Background: an optimization exercise with open tools, aiming at small area and a short achievable clock period. Do not read the settings as production practice.
At most, simulation tests tie the RTL to the original design; equivalence was not proved.
The series may have gaps, and a smaller design here may also do less where the tests do not look.
No functional check of the RTL was part of run 2.

==> run_1/port_trees.png <==
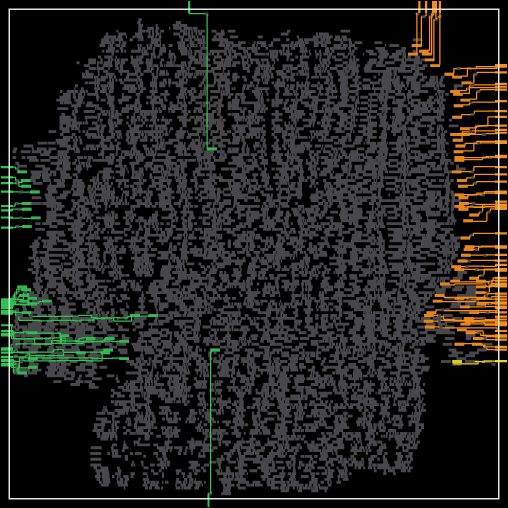
==> run_1/util_map.png <==
Bar = 100 µm. 23 x 23 tiles, from black (low) to pale yellow (high), 0 to 100% covered.
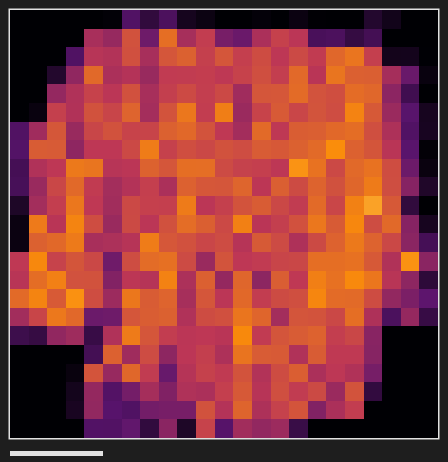
==> run_1/routed.png <==
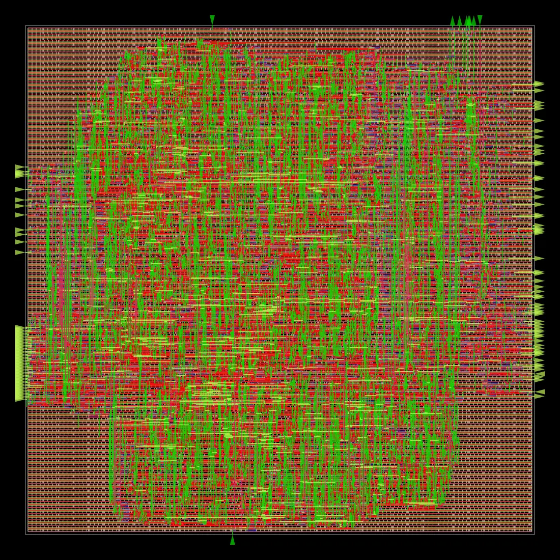
==> flow/design.v <==
`timescale 1ns / 1ps
module MBA 
#(
    parameter LOGQ       = 64,
    parameter IS_Q_FIXED = 0,
    parameter Q          = 64'd18446744069414584321,
    parameter DELAY_ADD  = 2,   
    parameter DELAY_SUB  = 2,   
    parameter DELAY_MUL  = 2, 
    parameter DELAY_RED  = 3,
    parameter DELAY_BRAM = 1,  
    parameter DELAY_BROM = 1,  
    parameter DELAY_FIFO = 1   
)(
    input                   clk,
    input                   rst,
    input  [LOGQ/4:0]       in_a,
    input  [LOGQ/4:0]       in_b,
    output reg [LOGQ/2+1:0] out_c
);
    localparam NPP = LOGQ/8 + 1;    
    reg [LOGQ/2+1:0] ans [NPP-1:0];
    reg [LOGQ/2+1:0] extended_a_r;
    reg [LOGQ/2+1:0] a_r2;
    reg [LOGQ/2-1:0] extended_b_r;
    reg [2:0] lookme [NPP-1:0];
    reg [2:0] look_r [NPP-1:0];
    reg [LOGQ/2+1:0] out1, out4;
    always @(posedge clk or posedge rst) begin
        if (rst) begin
            extended_a_r <= 0;
            extended_b_r <= 0;
        end else begin
            extended_a_r <= {{LOGQ{1'b0}}, in_a};
            extended_b_r <= {{LOGQ{1'b0}}, in_b};
        end
    end
    generate
        for (genvar m = 0; m <= LOGQ/4; m = m + 2) begin : g_enc
            always @(posedge clk) begin
                lookme[m/2] <= {extended_b_r[m+1], extended_b_r[m], ((m == 0) ? 1'b0 : extended_b_r[m-1])};
            end
        end
    endgenerate
    always @(posedge clk) begin
        a_r2 <= extended_a_r;
    end
    always @(posedge clk) begin : pp_gen
        integer i;
        for (i = 0; i <= LOGQ/4; i = i + 2) begin
            case (lookme[i/2])
                3'b001, 3'b010, 3'b101, 3'b110 : ans[i/2] <= a_r2 << i;
                3'b011, 3'b100                 : ans[i/2] <= a_r2 << (i + 1);
                default                        : ans[i/2] <= 0;
            endcase
            look_r[i/2] <= lookme[i/2];
        end
    end
    always @(posedge clk) begin : acc_lo
        reg [LOGQ/2+1:0] s;
        integer i;
        s = 0;
        for (i = 0; i < LOGQ/8; i = i + 2) begin
            case (look_r[i/2])
                3'b001, 3'b010, 3'b011 : s = s + ans[i/2];
                3'b101, 3'b110, 3'b100 : s = s - ans[i/2];
                default: ;
            endcase
        end
        out1 <= s;
    end
    always @(posedge clk) begin : acc_hi
        reg [LOGQ/2+1:0] s;
        integer i;
        s = 0;
        for (i = LOGQ/8; i <= LOGQ/4; i = i + 2) begin
            case (look_r[i/2])
                3'b001, 3'b010, 3'b011 : s = s + ans[i/2];
                3'b101, 3'b110, 3'b100 : s = s - ans[i/2];
                default: ;
            endcase
        end
        out4 <= s;
    end
    always @(posedge clk) begin
        out_c <= out1 + out4;
    end
endmodule
`timescale 1ns / 1ps
module karatsaub 
#(
    parameter LOGQ       = 64,
    parameter IS_Q_FIXED = 0,
    parameter Q          = 64'd18446744069414584321,
    parameter DELAY_ADD  = 2,   
    parameter DELAY_SUB  = 2,   
    parameter DELAY_MUL  = 2, 
    parameter DELAY_RED  = 3,
    parameter DELAY_BRAM = 1,  
    parameter DELAY_BROM = 1,  
    parameter DELAY_FIFO = 1   
)(
    input                   clk,
    input                   rst,
    input                   in_valid,
    input  [LOGQ/2-1:0]     in_a,
    input  [LOGQ/2-1:0]     in_b,
    output                  out_valid,
    output reg [(LOGQ)-1:0] out_c
);
    localparam LAT = 9;
    reg [(LOGQ)-1:0] z1, inter4;
    reg [LOGQ/4:0] x1, x0, y1, y0;
    reg [LAT-1:0] vld;
    always @(posedge clk or posedge rst) begin
        if (rst) begin
            x0 <= 0;
            x1 <= 0;
            y0 <= 0;
            y1 <= 0;
        end else begin
            x0 <= in_a[(LOGQ/4)-1:0];
            x1 <= in_a[(LOGQ/2)-1:(LOGQ/4)];
            y0 <= in_b[(LOGQ/4)-1:0];
            y1 <= in_b[(LOGQ/2)-1:(LOGQ/4)];
        end
    end
    always @(posedge clk or posedge rst) begin
        if (rst) vld <= 0;
        else     vld <= {vld[LAT-2:0], in_valid};
    end
    assign out_valid = vld[LAT-1];
    wire [LOGQ/4:0] sum_x = x0 + x1;
    wire [LOGQ/4:0] sum_y = y0 + y1;
    wire [LOGQ/2+1:0] z0_wire, z2_wire, z3_wire;
    MBA #(.LOGQ(LOGQ)) inst1 (.clk(clk), .rst(rst), .in_a(x0),    .in_b(y0),    .out_c(z0_wire));
    MBA #(.LOGQ(LOGQ)) inst2 (.clk(clk), .rst(rst), .in_a(x1),    .in_b(y1),    .out_c(z2_wire));
    MBA #(.LOGQ(LOGQ)) inst3 (.clk(clk), .rst(rst), .in_a(sum_x), .in_b(sum_y), .out_c(z3_wire));
    reg [LOGQ/2+1:0] z0_d, z2_d, z3_d, z0_dd, z2_dd;
    always @(posedge clk or posedge rst) begin
        if (rst) begin
            inter4 <= 0;
            z1     <= 0;
            z0_d   <= 0;
            z2_d   <= 0;
            z3_d   <= 0;
            z0_dd  <= 0;
            z2_dd  <= 0;
        end else begin
            inter4 <= -(z2_wire + z0_wire);
            z3_d   <= z3_wire;
            z0_d   <= z0_wire;
            z2_d   <= z2_wire;
            z1     <= z3_d + inter4;
            z0_dd  <= z0_d;
            z2_dd  <= z2_d;
        end
    end
    always @(posedge clk or posedge rst) begin
        if (rst) begin
            out_c <= 0;
        end else begin
            out_c <= (z2_dd << LOGQ/2) + (z1 << (LOGQ/4)) + z0_dd;
        end
    end
endmodule
==> flow/run.sh <==
#!/bin/bash
# synth_recipe.tcl (not shown) runs the flow's synth.tcl, then flattens the netlist and writes it again
# the make line also repeats each setting of config.mk as NAME=value (left out here)
make -C /OpenROAD-flow-scripts/flow DESIGN_CONFIG=/design/flow/config.mk WORK_HOME=/design/flow/orfs CLKGATE_MAP_FILE= SYNTH_SCRIPT=/design/flow/synth_recipe.tcl finish
==> flow/config.mk <==
export PLATFORM = sky130hd
export DESIGN_NAME = karatsaub
export DESIGN_NICKNAME = karatsaub
export VERILOG_FILES = /design/flow/design.v
export SDC_FILE = /design/flow/constraint.sdc
export NUM_CORES = 4
export LEC_CHECK = 0
export CAP_MARGIN = 20
export CORE_MARGIN = 2
export CORE_UTILIZATION = 40
export SLEW_MARGIN = 20
==> flow/constraint.sdc <==
create_clock -name core_clock -period 10.0 [get_ports {clk}]
set_input_delay 2.0000 -clock core_clock [delete_from_list [all_inputs] [get_ports {clk}]]
set_output_delay 2.0000 -clock core_clock [all_outputs]
set_load 0.01 [all_outputs]
==> results by group, run 1 <==
Layout
  – Filler cells: 19,930
  – Area of the multi-input gates: 50,960 µm²
  – Nets@finish: 10,160
  – Layout area overhead: 11.92%
  – Share of layout cells above drive strength 1: 6.624%
  – Non-Filler Instances: 12,180

Logic synthesis
  – YS warnings: 5
  – Area share of fa/ha/maj cells after synthesis: 12.87%
  – Syn_nets: 10,150
  – FFs w/ async S/R, synth: 35.70%
  – Largest family of logic cells by synthesized area: compound AO/OA/AOI/OAI gates
  – Register area share after synthesis: 36.18%
  – Compound-cell area share of the yosys netlist: 21.40%
  – Post-Synth Simple-Gate Area: 14.40%

Global routing
  – Top Usage Layer GRT: met2
  – Antenna violations before repair: 13
  – Number of global-route vias before repair: 64,530
  – Met2 Track Usage GR: 33.95%
  – Largest net degree at the start of global routing: 179
  – Met1 GRT Util: 29.52%

Routing
  – Met3 WL: 11,580 µm
  – DR WL met2: 101,000 µm
  – DRT iter0 DRCs: 4,523
  – # DRC: 0

Placement
  – Post-Place Cells: 11,880
  – Final GP Congestion: 0.8929

STA
  – Tmin final: 9.494 ns
  – Max Clock Skew: 0.05893 ns
  – Final period util: 94.94%
  – Max_slew headroom: 18.21%
  – Worst-Margin Slew: 1.225 ns
  – Final setup violation count: 0

Run status
  – Status: timing/DRC/antenna clean

Critical path
  – Crit path kind: flop to flop
  – Max incr delay on CP: 0.46 ns
  – CP max stage cell: or3_1
  – Crit path required time: 10.69 ns
  – Startpoint class of the critical path: flop

CTS
  – Sink Count: 1,392
  – CTS tree: done
  – Clock slew at reported path FFs: 0.06 ns
  – Cts hold-fix bufs: 0
  – Clk latency of the worst-skew pair: 0.83 ns
  – Max Buffers Root-to-Sink: 3

Flow run
  – MaxCap Viol Count: 0

Die
  – Num ports: 132
  – Die Y: 462.0 µm

Worst hold path
  – WHS Path Cells: 0
## Picture notes: port_trees.png
Yellow stands for `in_valid`, bits 1, direction input, edge right, end cells 1, wire 48.6 µm. Orange stands for `out_c`, bits 64, direction output, edge 58 right, 6 top, end cells 64, wire 2,020 µm. Green stands for `in_b`, bits 32, direction input, edge 30 left, 1 top, 1 bottom, end cells 32, wire 1,640 µm.

## Picture notes: util_map.png
The fullest tile reaches 80%. 0.90% of the tiles are over 75% full. The mean over all tiles is 42%. 14% of the tiles are nearly empty.
final core occ: 44.94%
Starting Density: 40.15%
core region area: 208,900 µm²

## Picture notes: routed.png
Top Layer Used: met4
Total Routing Usage GR: 21.22%
Vias: 66,790

-- run 1: worst max-delay path: cells and delay by family, from the launching register on --
family | cells | cell delay, ns
buf+inv | 2 | 0.18
xor+xnor | 4 | 0.66
mux | 2 | 0.46
compound gates | 22 | 4.53
flops | 1 | 0.33
fa+ha+maj | 4 | 1.28
simple gates | 8 | 1.95
-- run 1: synth_stat cells (23+ instances only) --
| cell type | count | area share [%] |
|---|---|---|
| or2_2 | 46 | 0.34 |
| a21oi_1 | 581 | 3.5 |
| o21bai_1 | 67 | 0.60 |
| dfxtp_1 | 895 | 21 |
| or3_1 | 111 | 0.83 |
| o31a_1 | 23 | 0.24 |
| xor2_1 | 341 | 3.6 |
| ha_1 | 842 | 13 |
| buf_1 | 30 | 0.13 |
| o41ai_1 | 34 | 0.35 |
| a31o_2 | 24 | 0.25 |
| a22o_1 | 417 | 4.4 |
| mux2_2 | 82 | 1.1 |
| and2_1 | 168 | 1.3 |
| nand2_1 | 649 | 2.9 |
| o31ai_1 | 133 | 1.2 |
| inv_1 | 409 | 1.8 |
| nand3_1 | 139 | 0.83 |
| xnor2_1 | 584 | 6.1 |
| nand2b_1 | 80 | 0.60 |
| nand3b_1 | 27 | 0.24 |
| dfrtp_1 | 497 | 15 |
| nor2_1 | 654 | 2.9 |
| nand4_1 | 34 | 0.25 |
| clkbuf_1 | 328 | 1.5 |
| or4_1 | 26 | 0.23 |
| a31oi_1 | 70 | 0.52 |
| a21o_1 | 179 | 1.6 |
| nor4_1 | 64 | 0.48 |
| nor2b_1 | 96 | 0.72 |
| and3_1 | 57 | 0.43 |
| nor3_1 | 271 | 1.6 |
| a211oi_1 | 44 | 0.39 |
| o21a_1 | 220 | 2.0 |
| a21boi_0 | 45 | 0.40 |
| o21ai_0 | 528 | 3.1 |
| o21ai_1 | 30 | 0.18 |
| mux2i_1 | 56 | 0.67 |
-- run 1: cells in the final DEF (no fill, tap or decap), types with 57 or more instances in the layout --
master,instances
dfrtp_1,497
nor3_1,271
a22o_1,417
clkbuf_16,162
a31oi_1,66
o31ai_1,133
and3_1,57
nand2_1,648
clkdlybuf4s50_1,131
xor2_1,327
a21oi_1,580
ha_1,842
mux2_2,82
nor2_1,646
dfxtp_1,884
or3_1,111
o21a_1,220
nand3_1,138
buf_4,78
o21bai_1,66
a21o_1,178
xnor2_1,584
nand2b_1,80
o21ai_0,526
and2_1,167
nor4_1,62
inv_1,408
nor2b_1,93
-- run 1: flip-flops by register name, indices dropped and copies added (netlist names), 26 cells and up --
name	cells
inst3.ans	162
inst1.ans	152
inst2.ans	152
out_c	64
inter4	48
z1	48
inst1.out1	34
inst1.out_c	34
inst2.out1	34
inst2.out_c	34
inst3.out1	34
inst3.out_c	34
z0_d	34
z0_dd	34
z3_d	34
z2_d	32
z2_dd	32
inst1.out4	26
inst2.out4	26
inst3.out4	26
-- run 1: how the worst max path moves through the flow --
stage,start,endpoint,cells after the start
after floorplan,inst1.ans[4][8]$_SDFF_PN0_,inst1.out4[33]$_DFF_P_,43
after global placement,inst1.ans[4][8]$_SDFF_PN0_,inst1.out4[33]$_DFF_P_,42
after detailed placement,inst1.ans[4][8]$_SDFF_PN0_,inst1.out4[33]$_DFF_P_,42
after CTS,inst1.ans[4][8]$_SDFF_PN0_,inst1.out4[33]$_DFF_P_,42
after global routing,inst1.ans[4][9]$_SDFF_PN0_,inst1.out4[33]$_DFF_P_,42
final,inst1.ans[4][9]$_SDFF_PN0_,inst1.out4[33]$_DFF_P_,42
-- run 1: metrics by stage --
step	setup TNS, ns	worst slack, ns
3_3_place_gp	0	0.3935
2_1_floorplan	0	1.159
6_report	0	0.5060
5_1_grt	-0.06630	-0.06630
4_1_cts	0	0.2493
3_5_place_dp	0	0.3050
-- run 1: final cells by class --
cell class	instances	share of cell area [%]
antenna	4	0.01066
tap	2805	3.738
clock buffer	210	4.722
clock inverter	84	1.147
timing repair buffer	215	2.125
sequential	1392	32.34
multi-input combinational	7063	54.27
inverter	411	1.647
-- run 1: timing repair --
item | CTS | global route
buffers inserted | 0 | 4
endpoints found under the setup margin | 0 | 6
resized for setup | 0 | 29
==> run_1/m4.png <==
Supply wires on this layer in grey.
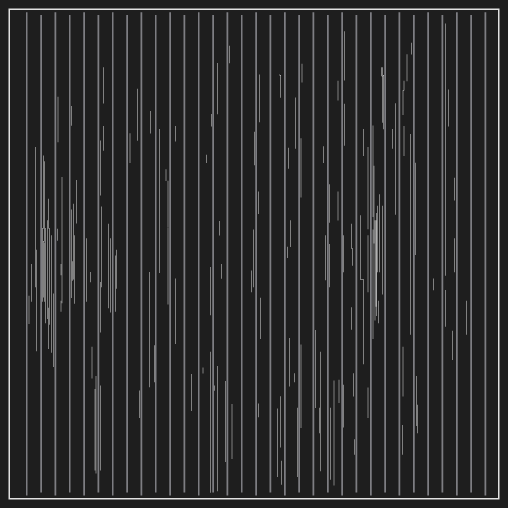

## Run 2: large edit since run 1, in outline
flow/design.v: 166 -> 2807 lines; modules unchanged: 0
  karatsaub: edited, 77 -> 2806 lines
  removed: MBA
==> run_2/m4.png <==
Supply wires on this layer in grey.
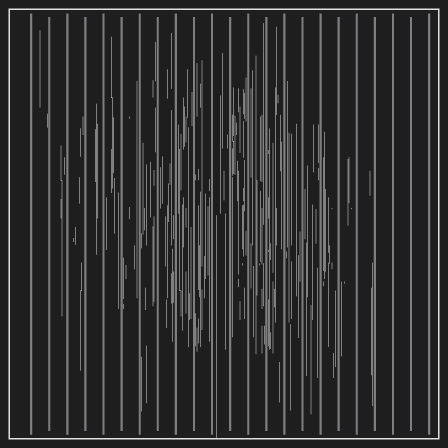
The wires run mostly vertical. The longest straight run is 224 µm. The layer holds 5.5% of the routed length. The layer carries 8,950 µm of wire.
Vias: 38,830
final WL: 162,500 µm

==> run_2/util_map.png <==
Bar = 100 µm. 32 x 32 tiles, from black (low) to pale yellow (high), 0 to 100% covered.
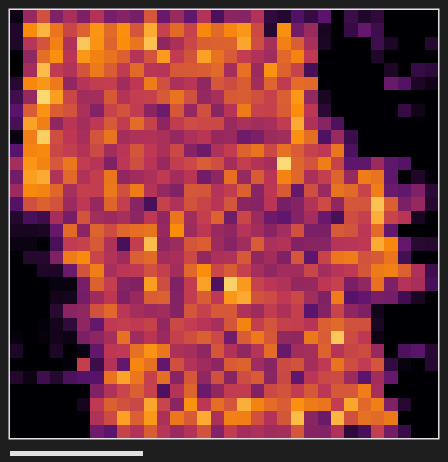
The fullest tile reaches 92%. 15% of the tiles are nearly empty. 5.4% of the tiles are over 75% full. The emptiest ninth of the die: upper right.
core region area: 99,860 µm²
Starting Density: 40.27%
final core occ: 43.33%

==> run 2 against run 1 <==
- still clean
- first-iteration DRC count grew 29%
- global-route usage grew 9.8 points
- non-clock buffer count grew 38
- clock skew shrank 0.013 ns
- critical path depth shrank 31
- via count shrank 42%
- routed wire length shrank 29%
- cell count shrank 49%
- critical path type unchanged
- largest cell class unchanged
==> results by group, run 2 <==
Layout
  – Nets@finish: 5,523
  – Largest regs: out_c x64, vld x3
  – Filler cells: 10,040
  – Commonest non-fill, non-tap cell in the layout: inv_1
  – Share of layout cells above drive strength 1: 5.663%
  – Largest Register: out_c
  – Most frequent cells in the layout: 562 x inv_1, 509 x a21oi_1, 495 x nand2_1

Logic synthesis
  – Share of the synthesized area in the top cell type: 24.54%
  – Largest family of logic cells by synthesized area: adder cells
  – Syn_nets: 5,884
  – Compound-cell area share of the yosys netlist: 27.59%
  – Area share of fa/ha/maj cells after synthesis: 30.31%
  – Register area share after synthesis: 15.82%
  – FFs w/ async S/R, synth: 0.9464%
  – Leading post-synthesis cells by cell area: fa_1 25%, dfxtp_1 16%, a21oi_1 6.3%
  – Post-Synth Simple-Gate Area: 12.24%

CTS
  – CTS resizes: 0
  – Max Buffers Root-to-Sink: 3
  – CTS tree: done
  – Clk latency of the worst-skew pair: 0.64 ns
  – Cts hold-fix bufs: 0
  – Postcts setup bufs: 0
  – Clock slew at reported path FFs: 0.06 ns

STA
  – PnR worst setup slack: 4.383 ns
  – Max_slew headroom: 17.96%
  – Setup_tns: 0 ns
  – Tmin final: 5.617 ns
  – Final period util: 56.17%

Critical path
  – Startpoint class of the critical path: flop
  – Crit path kind: flop to flop
  – CP max stage cell: dfxtp_2
  – Max incr delay on CP: 0.77 ns
  – Crit path required time: 10.50 ns

Global routing
  – Number of global-route vias before repair: 35,850
  – Top Usage Layer GRT: met2
  – Met2 Track Usage GR: 44.42%
  – Largest net degree at the start of global routing: 94

Run status
  – Status: timing/DRC/antenna clean

Routing
  – # DRC: 0

Die
  – Die Y: 321.1 µm
-- run 2: cell types whose count changed after synthesis, moves of 198 or more --
cell	delta
dfrtp_1	-494
xnor2_1	-533
dfxtp_1	-581
o22ai_1	+215
nor2_1	-271
xor2_1	-274
nor3_1	-264
ha_1	-772
o21ai_0	-198
fa_1	+480
a22o_1	-417
o21a_1	-218
-- run 2: final cells by class --
type	instances	area (µm²)	area share [%]
Inverter	571	2143	4.953
Sequential cell	317	6451	14.91
Antenna cell	1	2.502	0.005783
Multi-Input combinational cell	3708	29310	67.73
Clock inverter	27	347.8	0.8039
Timing Repair Buffer	253	2227	5.147
Clock buffer	51	1167	2.698
Tap cell	1298	1624	3.753
-- run 2: worst paths after layout --
kind / start / depth (start not counted) / end
min in group asynchronous: rst / 2 / vld[2]$_DFF_PP0_
min reg2reg: r2_n2089$_DFF_P_ / 0 / out_c[1]$_DFF_P_
max: r1_in_b_6$_DFF_P_ / 11 / r2_n1116$_DFF_P_
max reg2reg: r1_in_b_6$_DFF_P_ / 11 / r2_n1116$_DFF_P_
min: r2_n2089$_DFF_P_ / 0 / out_c[1]$_DFF_P_
max in group asynchronous: rst / 2 / vld[1]$_DFF_PP0_
-- run 2: cell families after synthesis --
group,count (synthesis)
xor+xnor,118
compound gates,1742
buf+inv,1229
simple gates,1141
fa+ha+maj,707
flops,317
-- run 2: worst max-delay path, delay by kind of cell (launching register included) --
| kind | cells | cell delay, ns |
|---|---|---|
| DFF | 1 | 0.77 |
| and+or+nand+nor | 1 | 0.72 |
| buffers and inverters | 2 | 0.63 |
| AOI/OAI and AO/OA | 3 | 0.68 |
| adders and majority gates | 5 | 2.67 |
-- run 2: per-stage QoR --
stage | instances | cell area (µm²) | hold slack [ns] | util (%)
after floorplan | 5254 | 40210 | 0.3096 | -
after global placement | 6147 | 41750 | 0.3108 | 41.81
after detailed placement | 6147 | 41750 | 0.3158 | 41.81
after CTS | 6225 | 43270 | 0.3309 | 43.33
after global routing | 6225 | 43270 | 0.3322 | 43.33
final | 6226 | 43270 | 0.3307 | 43.33
-- run 2: per-layer routing --
layer | share of wire [%] | wire [µm]
met3 | 14 | 22490
met2 | 41 | 67290
met1 | 39 | 63690
met4 | 5.5 | 8945
met5 | 0.035 | 57

static timing again, ports no longer ideal:
Ports are ideal in the flow. The routed layouts listed here were re-timed in OpenROAD. Step 1 (the two cells are an assumption about what drives the block):
set clk [get_ports {clk}]
set_driving_cell -lib_cell sky130_fd_sc_hd__clkbuf_16 $clk
set_driving_cell -lib_cell sky130_fd_sc_hd__buf_2 [delete_from_list [all_inputs] $clk]
Step 2 adds t to the input delays and takes it off the output delays; t is the mean of the earliest and latest rising clock arrival at the registers after step 1. Input paths then give back, and output paths get back, about the clock's delay inside the block. a / b / c = ideal ports / drivers / drivers and shift; a / b = the first two.
run | t (ns) | setup WS [ns] | hold WS [ns] | worst data-port slew with drivers (ns)
run 1 | 0.895 | 0.506 / 0.506 / 0.506 | 0.312 / 0.312 / 0.312 | 0.04
run 2 | 0.690 | 4.383 / 4.383 / 4.383 | 0.331 / 0.331 / 0.331 | 0.07
After both steps every run listed still meets setup and hold.
